Background: an optimization exercise with open tools, aiming at small area. Do not read the settings as production practice. At most, simulation tests tie the RTL to the original design; equivalence was not proved. Some runs may be left out. An edit can pass the tests and still lose a function that they never use. Only the layout flow was run in run 2; the RTL was not checked for function there. Power is estimated from default activity; no workload was simulated.

==> flow/constraint.sdc <==
create_clock -name core_clock -period 6.0 [get_ports {clk}]
set_input_delay 1.2000 -clock core_clock [delete_from_list [all_inputs] [get_ports {clk}]]
set_output_delay 1.2000 -clock core_clock [all_outputs]
set_load 0.01 [all_outputs]
==> flow/run.sh <==
#!/bin/bash
# synth_recipe.tcl (not shown) runs the flow's synth.tcl, then flattens the netlist and writes it again
# the make line also repeats each setting of config.mk as NAME=value (left out here)
make -C /OpenROAD-flow-scripts/flow DESIGN_CONFIG=/design/flow/config.mk WORK_HOME=/design/flow/orfs CLKGATE_MAP_FILE= SYNTH_SCRIPT=/design/flow/synth_recipe.tcl finish
==> flow/design.v <==
module encoder_monitor (
  input clk,
  input reset,
  input encoder_a,
  input encoder_b,
  input  [ 3:0] CP_AWADDR,
  input  [ 2:0] CP_AWPROT,
  input         CP_AWVALID,
  output        CP_AWREADY,
  input  [63:0] CP_WDATA,
  input  [ 7:0] CP_WSTRB,
  input         CP_WVALID,
  output        CP_WREADY,
  output [ 1:0] CP_BRESP,
  output logic  CP_BVALID,
  input         CP_BREADY,
  input  [ 3:0] CP_ARADDR,
  input  [ 2:0] CP_ARPROT,
  input         CP_ARVALID,
  output        CP_ARREADY,
  output logic [63:0] CP_RDATA,
  output [ 1:0] CP_RRESP,
  output logic  CP_RVALID,
  input         CP_RREADY,
  output logic [63:0] MSG_tdata,
  output logic        MSG_tvalid,
  input               MSG_tready
);
  logic [1:0] encoder_val_z;
  logic [1:0] encoder_val_zz;
  logic [1:0] encoder_val_zzz;
  always_ff @(posedge clk) begin
    encoder_val_zzz <= encoder_val_zz;
    encoder_val_zz  <= encoder_val_z;
    encoder_val_z   <= {encoder_b, encoder_a};
  end
  wire a_changed = encoder_val_zz[0] ^ encoder_val_zzz[0];
  wire b_changed = encoder_val_zz[1] ^ encoder_val_zzz[1];
  wire change_encoder = a_changed | b_changed;
  wire step_valid = a_changed ^ b_changed;             
  wire step_down = encoder_val_zzz[0] ^ encoder_val_zz[1];
  logic        change_encoder_z;
  logic [63:0] position;
  logic [63:0] new_position;
  logic        set_position;
  wire [63:0] prop = position ^ {64{step_down}};
  logic [64:0] carry;
  assign carry[0] = step_valid;
  genvar gi;
  generate
    for (gi = 0; gi < 64; gi = gi + 1) begin : g_carry
      assign carry[gi+1] = carry[gi] & prop[gi];
    end
  endgenerate
  always_ff @(posedge clk, posedge reset) begin
    if (reset) begin
      position <= 64'd0;
    end else begin
      position <= set_position ? new_position : position ^ carry[63:0];
    end
  end
  always_ff @(posedge clk) begin
    new_position <= CP_WDATA;
  end
  always_ff @(posedge clk, posedge reset) begin
    if (reset) begin
      set_position     <= 1'b0;
      CP_BVALID        <= 1'b0;
      CP_RVALID        <= 1'b0;
      MSG_tvalid       <= 1'b0;
      change_encoder_z <= 1'b0;
    end else begin
      set_position     <= CP_WVALID;
      CP_BVALID        <= CP_WVALID | (CP_BVALID & ~CP_BREADY);
      CP_RVALID        <= CP_ARVALID | (CP_RVALID & ~CP_RREADY);
      MSG_tvalid       <= change_encoder_z | (MSG_tvalid & ~MSG_tready);
      change_encoder_z <= change_encoder;
    end
  end
  always_ff @(posedge clk) begin
    if (CP_ARVALID) CP_RDATA <= position;
    if (change_encoder_z & (~MSG_tvalid | MSG_tready)) MSG_tdata <= position;
  end
  assign CP_RRESP   = 2'b00;
  assign CP_ARREADY = 1'b1;
  assign CP_BRESP   = 2'b00;
  assign CP_AWREADY = 1'b1;
  assign CP_WREADY  = 1'b1;
endmodule
module encoder_monitor_wrap(
  input clk,
  input reset,
  input encoder_a,
  input encoder_b,
  input  [ 3:0] CP_AWADDR,
  input  [ 2:0] CP_AWPROT,
  input         CP_AWVALID,
  output        CP_AWREADY,
  input  [63:0] CP_WDATA,
  input  [ 7:0] CP_WSTRB,
  input         CP_WVALID,
  output        CP_WREADY,
  output [ 1:0] CP_BRESP,
  output        CP_BVALID,
  input         CP_BREADY,
  input  [ 3:0] CP_ARADDR,
  input  [ 2:0] CP_ARPROT,
  input         CP_ARVALID,
  output        CP_ARREADY,
  output [63:0] CP_RDATA,
  output [ 1:0] CP_RRESP,
  output        CP_RVALID,
  input         CP_RREADY,
  output [63:0] tdata,
  output        tvalid,
  input         tready
);
  encoder_monitor encoder_monitor_inst (
    .clk        (clk),
    .reset      (reset),
    .encoder_a  (encoder_a),
    .encoder_b  (encoder_b),
    .CP_AWADDR  (CP_AWADDR),
    .CP_AWPROT  (CP_AWPROT),
    .CP_AWVALID (CP_AWVALID),
    .CP_AWREADY (CP_AWREADY),
    .CP_WDATA   (CP_WDATA),
    .CP_WSTRB   (CP_WSTRB),
    .CP_WVALID  (CP_WVALID),
    .CP_WREADY  (CP_WREADY),
    .CP_BRESP   (CP_BRESP),
    .CP_BVALID  (CP_BVALID),
    .CP_BREADY  (CP_BREADY),
    .CP_ARADDR  (CP_ARADDR),
    .CP_ARPROT  (CP_ARPROT),
    .CP_ARVALID (CP_ARVALID),
    .CP_ARREADY (CP_ARREADY),
    .CP_RDATA   (CP_RDATA),
    .CP_RRESP   (CP_RRESP),
    .CP_RVALID  (CP_RVALID),
    .CP_RREADY  (CP_RREADY),
    .MSG_tdata  (tdata),
    .MSG_tvalid (tvalid),
    .MSG_tready (tready)
  );
endmodule
==> flow/config.mk <==
export PLATFORM = sky130hd
export DESIGN_NAME = encoder_monitor_wrap
export DESIGN_NICKNAME = encoder_monitor_wrap
export VERILOG_FILES = /design/flow/design.v
export SDC_FILE = /design/flow/constraint.sdc
export NUM_CORES = 4
export LEC_CHECK = 0
export CAP_MARGIN = 20
export CORE_MARGIN = 2
export CORE_UTILIZATION = 40
export SLEW_MARGIN = 20
Figure 1. The clock tree on the layout (run 1).
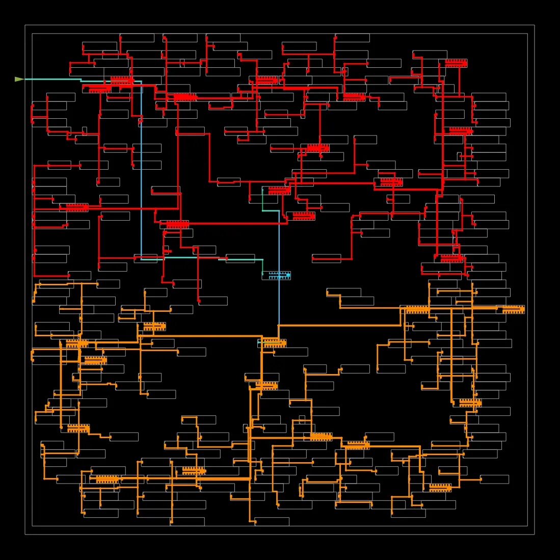
clock buffers created by TritonCTS: 29
sequential cell count: 267
H-tree levels: 1
clock root buffer: clkbuf_16
number of sinks on the clock net: 267

Figure 2. I/O nets highlighted (run 1).
The bar under the picture is 50 um long.
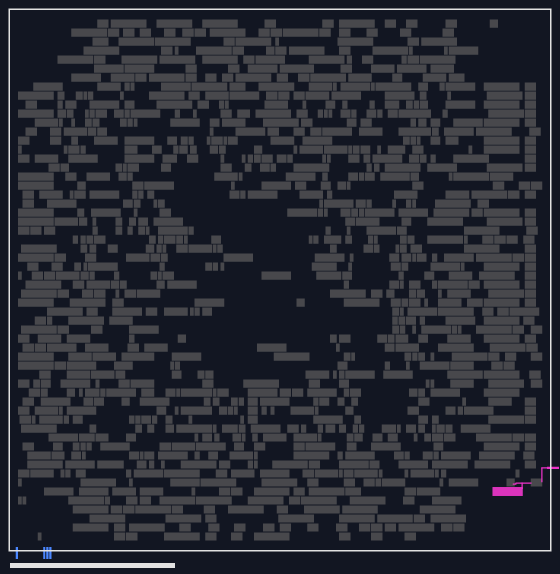
| colour | port | bits | direction | edge | end cells | buffers |
|---|---|---|---|---|---|---|
| magenta | CP_RVALID | 1 | output | right | 1 | 1 |
| blue | CP_AWADDR | 4 | input | bottom | 0 | 0 |

==> impl_results.md, run 1 <==
* First element of the critical path: encoder_monitor_inst.encoder_val_zz[1]$_DFF_P_
* Clock power share at between 30% and 40%
* Sequential fraction of the synthesis area at between 60 and 70%
* Top_reg_cell synth: edfxtp_1
* Ratio of routed vias to standard cells at 4.90
* Die H at 163 um
* Clock network power at 0.00185 W
* Reg-to-Reg End: encoder_monitor_inst.position[53]$_DFF_PP0_
* Result of the run: finished clean
* Cell with the most instances after synthesis: edfxtp_1
* Power in combinational cells at approximately 0.00054 W
* Total power at ~0.0046 W
* Routed length on met3 at 1520 um
* Met3 Usage GRT at 4.32%
* Fin Hold WS at ~320 ps
* Timing endpoint of the critical path: encoder_monitor_inst.position[53]$_DFF_PP0_
* Post-synthesis sequential element count at 267
* Global-route wire length before repair at 34200 um
* Setup Slack @ Placement at 2130 ps
* Relative contribution of sequential cells to total power at between 40% and 50%
* Mux contribution to synthesized area at under 10%
* Combined area of the multi-input logic cells at 2990 um2
* Cell variety after synth at 57
* Capture endpoint of the worst hold path: encoder_monitor_inst.encoder_val_zz[1]$_DFF_P_
* Start point of the worst min-delay path: encoder_monitor_inst.encoder_val_z[1]$_DFF_P_
* TritonCTS clock tree: built
* Slew at the pin with the worst max-slew slack at between 900 and 1000 ps
* FF-to-FF Start: encoder_monitor_inst.encoder_val_zz[1]$_DFF_P_
* Sequential standard cell area at about 7000 um2
* Number of endpoints with negative hold slack in the final report at 0
* Nature of the critical path startpoint: flip-flop
* Delay of the slowest cell on the worst path at 860 ps
* Post-Syn Instances at 747
* Fraction of registers with async set or reset after synthesis at 25.8%
* Starting density of the core at 40.5%
* Pin count of the biggest net entering global routing at 75
* P per Cell Area at approximately 340 nW/um2
* Power Sequential at approximately 0.0022 W
* Count of plain and timing-repair buffers at between 200 and 250
* Layout multi-input combinational cell count at around 440
* Nets at around 1100
* Final cell count without fillers at 1305
* Main combinational cell family by area after synthesis: simple AND/OR/NAND/NOR gates
* Diode insertion count for antenna repair at 0
* Most frequent cells in the layout: 202 x clkdlybuf4s50_1, 128 x edfxtp_1, 76 x nand2_1
* Worst Clk Skew at between 15 and 20 ps
* Final HPWL DP at 13800 um
* Final cycle utilization of the critical path at 63.8%
* Hold Crit Depth at 0
* Cts-stage hold buffer count at 0
* Layout non-clock buf frac at between 10% and 20%
* Total of cells resized after clock tree synthesis at 0
* Crit-path max FO at 22
* Worst supply voltage drop on vdd at between 0.2 and 0.25 mV
* Post-Place Cells at 1252
* Core Rows at between 50 and 60
Figure 3. Met2 routing (run 1).
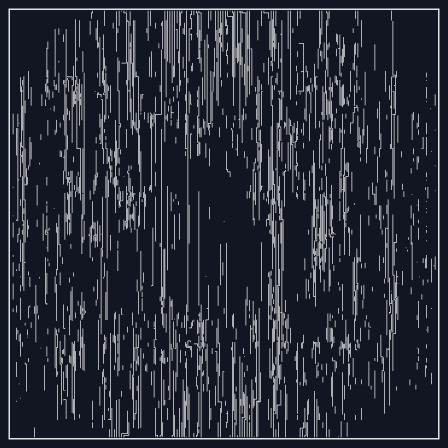
longest straight run: 75.1 um
main direction: vertical
routed wire length: 21700 um
vias after detailed routing: 6396
GR Layer Usage met2: 26.1%

Figure 4. Logic cells by family (run 1).
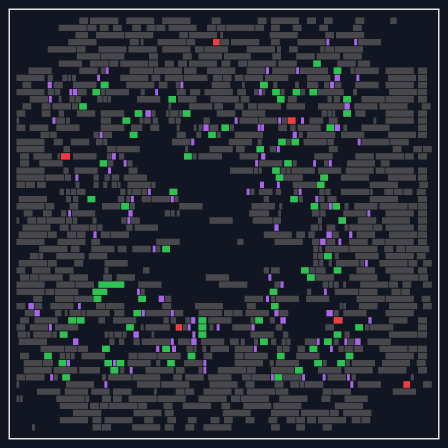

--- run 2 (changed files replaced; the others as in run 1) ---
==> flow/design.v <==
module encoder_monitor (
  input clk,
  input reset,
  input encoder_a,
  input encoder_b,
  input  [ 3:0] CP_AWADDR,
  input  [ 2:0] CP_AWPROT,
  input         CP_AWVALID,
  output        CP_AWREADY,
  input  [63:0] CP_WDATA,
  input  [ 7:0] CP_WSTRB,
  input         CP_WVALID,
  output        CP_WREADY,
  output [ 1:0] CP_BRESP,
  output logic  CP_BVALID,
  input         CP_BREADY,
  input  [ 3:0] CP_ARADDR,
  input  [ 2:0] CP_ARPROT,
  input         CP_ARVALID,
  output        CP_ARREADY,
  output logic [63:0] CP_RDATA,
  output [ 1:0] CP_RRESP,
  output logic  CP_RVALID,
  input         CP_RREADY,
  output logic [63:0] MSG_tdata,
  output logic        MSG_tvalid,
  input               MSG_tready
);
  typedef enum {
    s_idle,
    s_work
  } fsm_states;
  fsm_states  main_fsm;
  logic [1:0] encoder_val;               
  logic [1:0] encoder_val_z;
  logic [1:0] encoder_val_zz;
  logic [1:0] encoder_val_zzz;
  logic [1:0] increment_value;
  logic [1:0] decrement_value;
  logic       change_encoder;
  logic       change_encoder_z;
  logic [63:0] position;
  logic [63:0] new_position;
  logic        set_position;
  function logic[1:0] f_inc_val(logic [1:0] val);
      case (val)
          2'b00 : 
              f_inc_val = 2'b01;
          2'b11 :
              f_inc_val = 2'b10;
          2'b01 :
              f_inc_val = 2'b11;
          default :
              f_inc_val = 2'b00;
      endcase
  endfunction
  function logic[1:0] f_dec_val(logic [1:0] val);
      case (val)
          2'b00 : 
              f_dec_val = 2'b10;
          2'b10 :
              f_dec_val = 2'b11;
          2'b11 :
              f_dec_val = 2'b01;
          default :
              f_dec_val = 2'b00;
      endcase
  endfunction
  assign encoder_val = {encoder_b, encoder_a};
  always_ff @(posedge clk) begin
    encoder_val_zzz <= encoder_val_zz;
    encoder_val_zz <= encoder_val_z;
    encoder_val_z <= encoder_val;
  end
  assign change_encoder = (encoder_val_zzz != encoder_val_zz) ? 1'b1 : 1'b0;
  always_ff @(posedge clk, posedge reset) begin
    if (reset == 1'b1) begin
      main_fsm <= s_idle;
    end else begin
      case (main_fsm)
        s_idle : begin
          increment_value <= f_inc_val(encoder_val_zz);
          decrement_value <= f_dec_val(encoder_val_zz);
          main_fsm <= s_work;
        end
        s_work : begin
          if (change_encoder == 1'b1) begin
            increment_value <= f_inc_val(encoder_val_zz);
            decrement_value <= f_dec_val(encoder_val_zz);
          end
        end
        default: begin
          main_fsm <= s_idle;
        end
      endcase
    end
  end
  always_ff @(posedge clk, posedge reset) begin
    if (reset == 1'b1) begin
      position <= 64'd0;
    end else begin
      if (set_position == 1'b1) begin
        position <= new_position;
      end else if (change_encoder == 1'b1 && encoder_val_zz == increment_value) begin
        position <= position + 'd1;
      end else if (change_encoder == 1'b1 && encoder_val_zz == decrement_value) begin
        position <= position - 'd1;
      end else if (change_encoder == 1'b1) begin
        position <= position;
      end
    end
  end
  always_ff @(posedge clk, posedge reset) begin
    if (reset == 1'b1) begin
      change_encoder_z <= 1'b0;
    end else begin
      change_encoder_z <= change_encoder;
    end
  end
  always_ff @(posedge clk, posedge reset) begin
    if (reset == 1'b1) begin
      MSG_tvalid <= 1'b0;
    end else begin
      if (MSG_tready == 1'b1) begin
        MSG_tvalid <= 1'b0;
      end
      if (change_encoder_z == 1'b1 && (MSG_tvalid == 1'b0 || MSG_tready == 1'b1)) begin
        MSG_tdata <= position;
        MSG_tvalid <= 1'b1;
      end
    end
  end
  assign CP_RRESP = 2'b00;
  assign CP_ARREADY = 1'b1;
  always_ff @(posedge clk, posedge reset) begin
    if (reset == 1'b1) begin
      CP_RVALID <= 1'b0;
    end else begin
      if (CP_RREADY == 1'b1) begin
        CP_RVALID <= 1'b0;
      end
      if (CP_ARVALID == 1'b1) begin
        CP_RVALID <= 1'b1;
        CP_RDATA <= position;
      end
    end
  end
  assign CP_BRESP = 2'b00;
  assign CP_AWREADY = 1'b1;
  assign CP_WREADY = 1'b1;
  always_ff @(posedge clk, posedge reset) begin
    if (reset == 1'b1) begin
      CP_BVALID <= 1'b0;
      set_position <= 1'b0;
    end else begin
      if (CP_WVALID == 1'b1) begin
        CP_BVALID <= 1'b1;
      end else if (CP_BREADY == 1'b1) begin
        CP_BVALID <= 1'b0;
      end
      if (CP_WVALID == 1'b1) begin
        set_position <= 1'b1;
        new_position <= CP_WDATA;
      end else begin
        set_position <= 1'b0;
      end
    end
  end
endmodule
module encoder_monitor_wrap(
  input clk,
  input reset,
  input encoder_a,
  input encoder_b,
  input  [ 3:0] CP_AWADDR,
  input  [ 2:0] CP_AWPROT,
  input         CP_AWVALID,
  output        CP_AWREADY,
  input  [63:0] CP_WDATA,
  input  [ 7:0] CP_WSTRB,
  input         CP_WVALID,
  output        CP_WREADY,
  output [ 1:0] CP_BRESP,
  output        CP_BVALID,
  input         CP_BREADY,
  input  [ 3:0] CP_ARADDR,
  input  [ 2:0] CP_ARPROT,
  input         CP_ARVALID,
  output        CP_ARREADY,
  output [63:0] CP_RDATA,
  output [ 1:0] CP_RRESP,
  output        CP_RVALID,
  input         CP_RREADY,
  output [63:0] tdata,
  output        tvalid,
  input         tready
);
  encoder_monitor encoder_monitor_inst (
    .clk        (clk),
    .reset      (reset),
    .encoder_a  (encoder_a),
    .encoder_b  (encoder_b),
    .CP_AWADDR  (CP_AWADDR),
    .CP_AWPROT  (CP_AWPROT),
    .CP_AWVALID (CP_AWVALID),
    .CP_AWREADY (CP_AWREADY),
    .CP_WDATA   (CP_WDATA),
    .CP_WSTRB   (CP_WSTRB),
    .CP_WVALID  (CP_WVALID),
    .CP_WREADY  (CP_WREADY),
    .CP_BRESP   (CP_BRESP),
    .CP_BVALID  (CP_BVALID),
    .CP_BREADY  (CP_BREADY),
    .CP_ARADDR  (CP_ARADDR),
    .CP_ARPROT  (CP_ARPROT),
    .CP_ARVALID (CP_ARVALID),
    .CP_ARREADY (CP_ARREADY),
    .CP_RDATA   (CP_RDATA),
    .CP_RRESP   (CP_RRESP),
    .CP_RVALID  (CP_RVALID),
    .CP_RREADY  (CP_RREADY),
    .MSG_tdata  (tdata),
    .MSG_tvalid (tvalid),
    .MSG_tready (tready)
  );
endmodule
Figure 5. Logic cells by family (run 2).
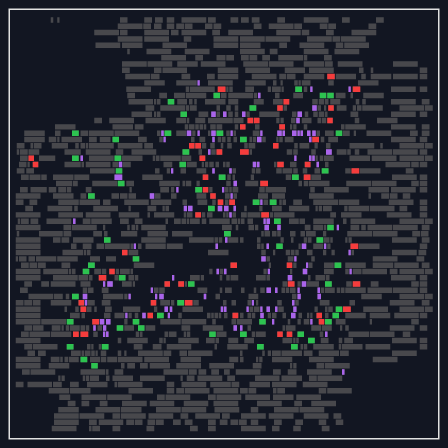
| colour | family | cells | most used |
|---|---|---|---|
| purple | nand cells | 120 | nand2_1 |
| green | xor and xnor cells | 61 | xnor2_1 |
| red | non-inverting ao/oa cells | 56 | a21o_1 |
final cell count without fillers: 1742
most common cell after layout, fill and taps aside: clkdlybuf4s50_1
multi-input gate share of total cell area: 30.5%

Figure 6. I/O nets highlighted (run 2).
The bar under the picture is 50 um long.
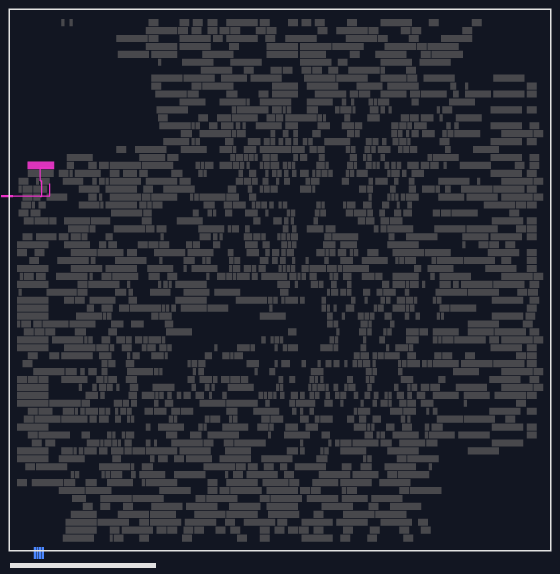
I/O Pins: 234
IO Port Bufs: 203

Figure 7. Metal 4 (run 2).
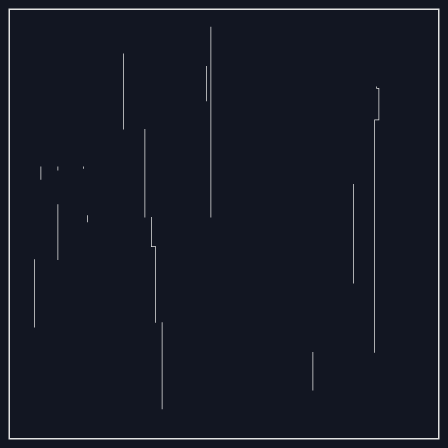
longest straight run: 101 um
nets with wire on the layer: 7
vias after detailed routing: 8988
routed wire length: 30900 um

==> run 2 against run 1 <==
Net effect: power grew 50%; critical path depth grew 6; non-clock buffer count grew 7; largest power group unchanged.
==> impl_results.md, run 2 <==
* Setup Slack @ Placement at 1170 ps (was 2130 ps)
* Core Rows at 66 (was 58)
* Result of the run: finished clean (unchanged)
* Most frequent cells in the layout: 203 x clkdlybuf4s50_1, 196 x edfxtp_1, 112 x a21oi_1 (was 202 x clkdlybuf4s50_1, 128 x edfxtp_1, 76 x nand2_1)
* Total of cells resized after clock tree synthesis at 0 (unchanged)
* Crit-path max FO at 27 (was 22)
* Clock buffers created by TritonCTS at 28 (was 29)
* H-tree levels at 1 (unchanged)
* Post-Syn Instances at 1080 (was 747)
* Fraction of registers with async set or reset after synthesis at 25.7% (was 25.8%)
* Timing endpoint of the critical path: encoder_monitor_inst.position[57]$_DFFE_PP0P_ (was encoder_monitor_inst.position[53]$_DFF_PP0_)
* Cts-stage hold buffer count at 0 (unchanged)
* Hold Crit Depth at 0 (unchanged)
* Final HPWL DP at 21700 um (was 13800 um)
* Slew at the pin with the worst max-slew slack at 949 ps (was 955 ps)
* Total power at 0.00693 W (was 0.00462 W)
* Diode insertion count for antenna repair at 0 (unchanged)
* Ratio of routed vias to standard cells at 5.16 (was 4.90)
* Starting density of the core at 40.5% (about the same)
* Power in combinational cells at 0.00258 W (was 0.000535 W)
* Nets at 1440 (was 1050)
* Routed length on met3 at 1820 um (was 1520 um)
* Final cycle utilization of the critical path at 80.0% (was 63.8%)
* Worst supply voltage drop on vdd at 0.244 mV (was 0.240 mV)
* Cell variety after synth at 76 (was 57)
* Nature of the critical path startpoint: flip-flop (unchanged)
* Die H at 185 um (was 163 um)
* Sequential cell count at 272 (was 267)
* Start point of the worst min-delay path: encoder_monitor_inst.encoder_val_z[0]$_DFF_P_ (was encoder_monitor_inst.encoder_val_z[1]$_DFF_P_)
* FF-to-FF Start: encoder_monitor_inst.encoder_val_zz[1]$_DFF_P_ (unchanged)
* Delay of the slowest cell on the worst path at 660 ps (was 860 ps)
* Reg-to-Reg End: encoder_monitor_inst.position[57]$_DFFE_PP0P_ (was encoder_monitor_inst.position[53]$_DFF_PP0_)
* Worst Clk Skew at 24.1 ps (was 19.0 ps)
* Post-Place Cells at 1690 (was 1252)
* Capture endpoint of the worst hold path: encoder_monitor_inst.encoder_val_zz[0]$_DFF_P_ (was encoder_monitor_inst.encoder_val_zz[1]$_DFF_P_)
* Power Sequential at 0.00258 W (was 0.00224 W)
* Main combinational cell family by area after synthesis: compound AO/OA/AOI/OAI gates (was simple AND/OR/NAND/NOR gates)
* Fin Hold WS at 328 ps (was 321 ps)
* Relative contribution of sequential cells to total power at 37.3% (was 48.5%)
* Cell with the most instances after synthesis: edfxtp_1 (unchanged)
* TritonCTS clock tree: built (unchanged)
* Layout non-clock buf frac at 12.9% (was 15.3%)
* Met3 Usage GRT at 3.87% (was 4.32%)
* Mux contribution to synthesized area at 3.67% (was 3.49%)
* Clock network power at 0.00176 W (was 0.00185 W)
* Combined area of the multi-input logic cells at 5050 um2 (was 2990 um2)
* P per Cell Area at 418 nW/um2 (was 343 nW/um2)
* Sequential standard cell area at 7760 um2 (was 6980 um2)
* Clock root buffer: clkbuf_16 (unchanged)
* Clock power share at 25.4% (was 39.9%)
* Sequential fraction of the synthesis area at 59.1% (was 68.7%)
* Number of endpoints with negative hold slack in the final report at 0 (unchanged)
* GR Layer Usage met2 at 29.3% (was 26.1%)
* Global-route wire length before repair at 48400 um (was 34200 um)
* Post-synthesis sequential element count at 272 (was 267)

-- static timing again, ports no longer ideal --
Ports are ideal in the flow. The routed layouts listed here were re-timed in OpenROAD. Step 1 sets driving cells, clkbuf_16 on the clock port and buf_2 on the other inputs (assumed; they add their load-dependent delay and slew). Step 2 also shifts input and output timing later by t, the mid clock arrival at the registers, as if the neighbouring blocks saw the same clock. Slacks: no drivers / after step 1 / after step 2; pairs: no drivers / after step 1.
run | t, ns | setup WS [ns] | hold slack, ns | worst setup path at the end | clock arrival spread, ns
run 1 | 0.570 | 2.172 / 2.172 / 2.172 | 0.321 / 0.321 / 0.321 | register to register | 0.019 / 0.019
run 2 | 0.595 | 1.202 / 1.202 / 1.202 | 0.328 / 0.328 / 0.328 | register to register | 0.024 / 0.024
After both steps every run listed still meets setup and hold.
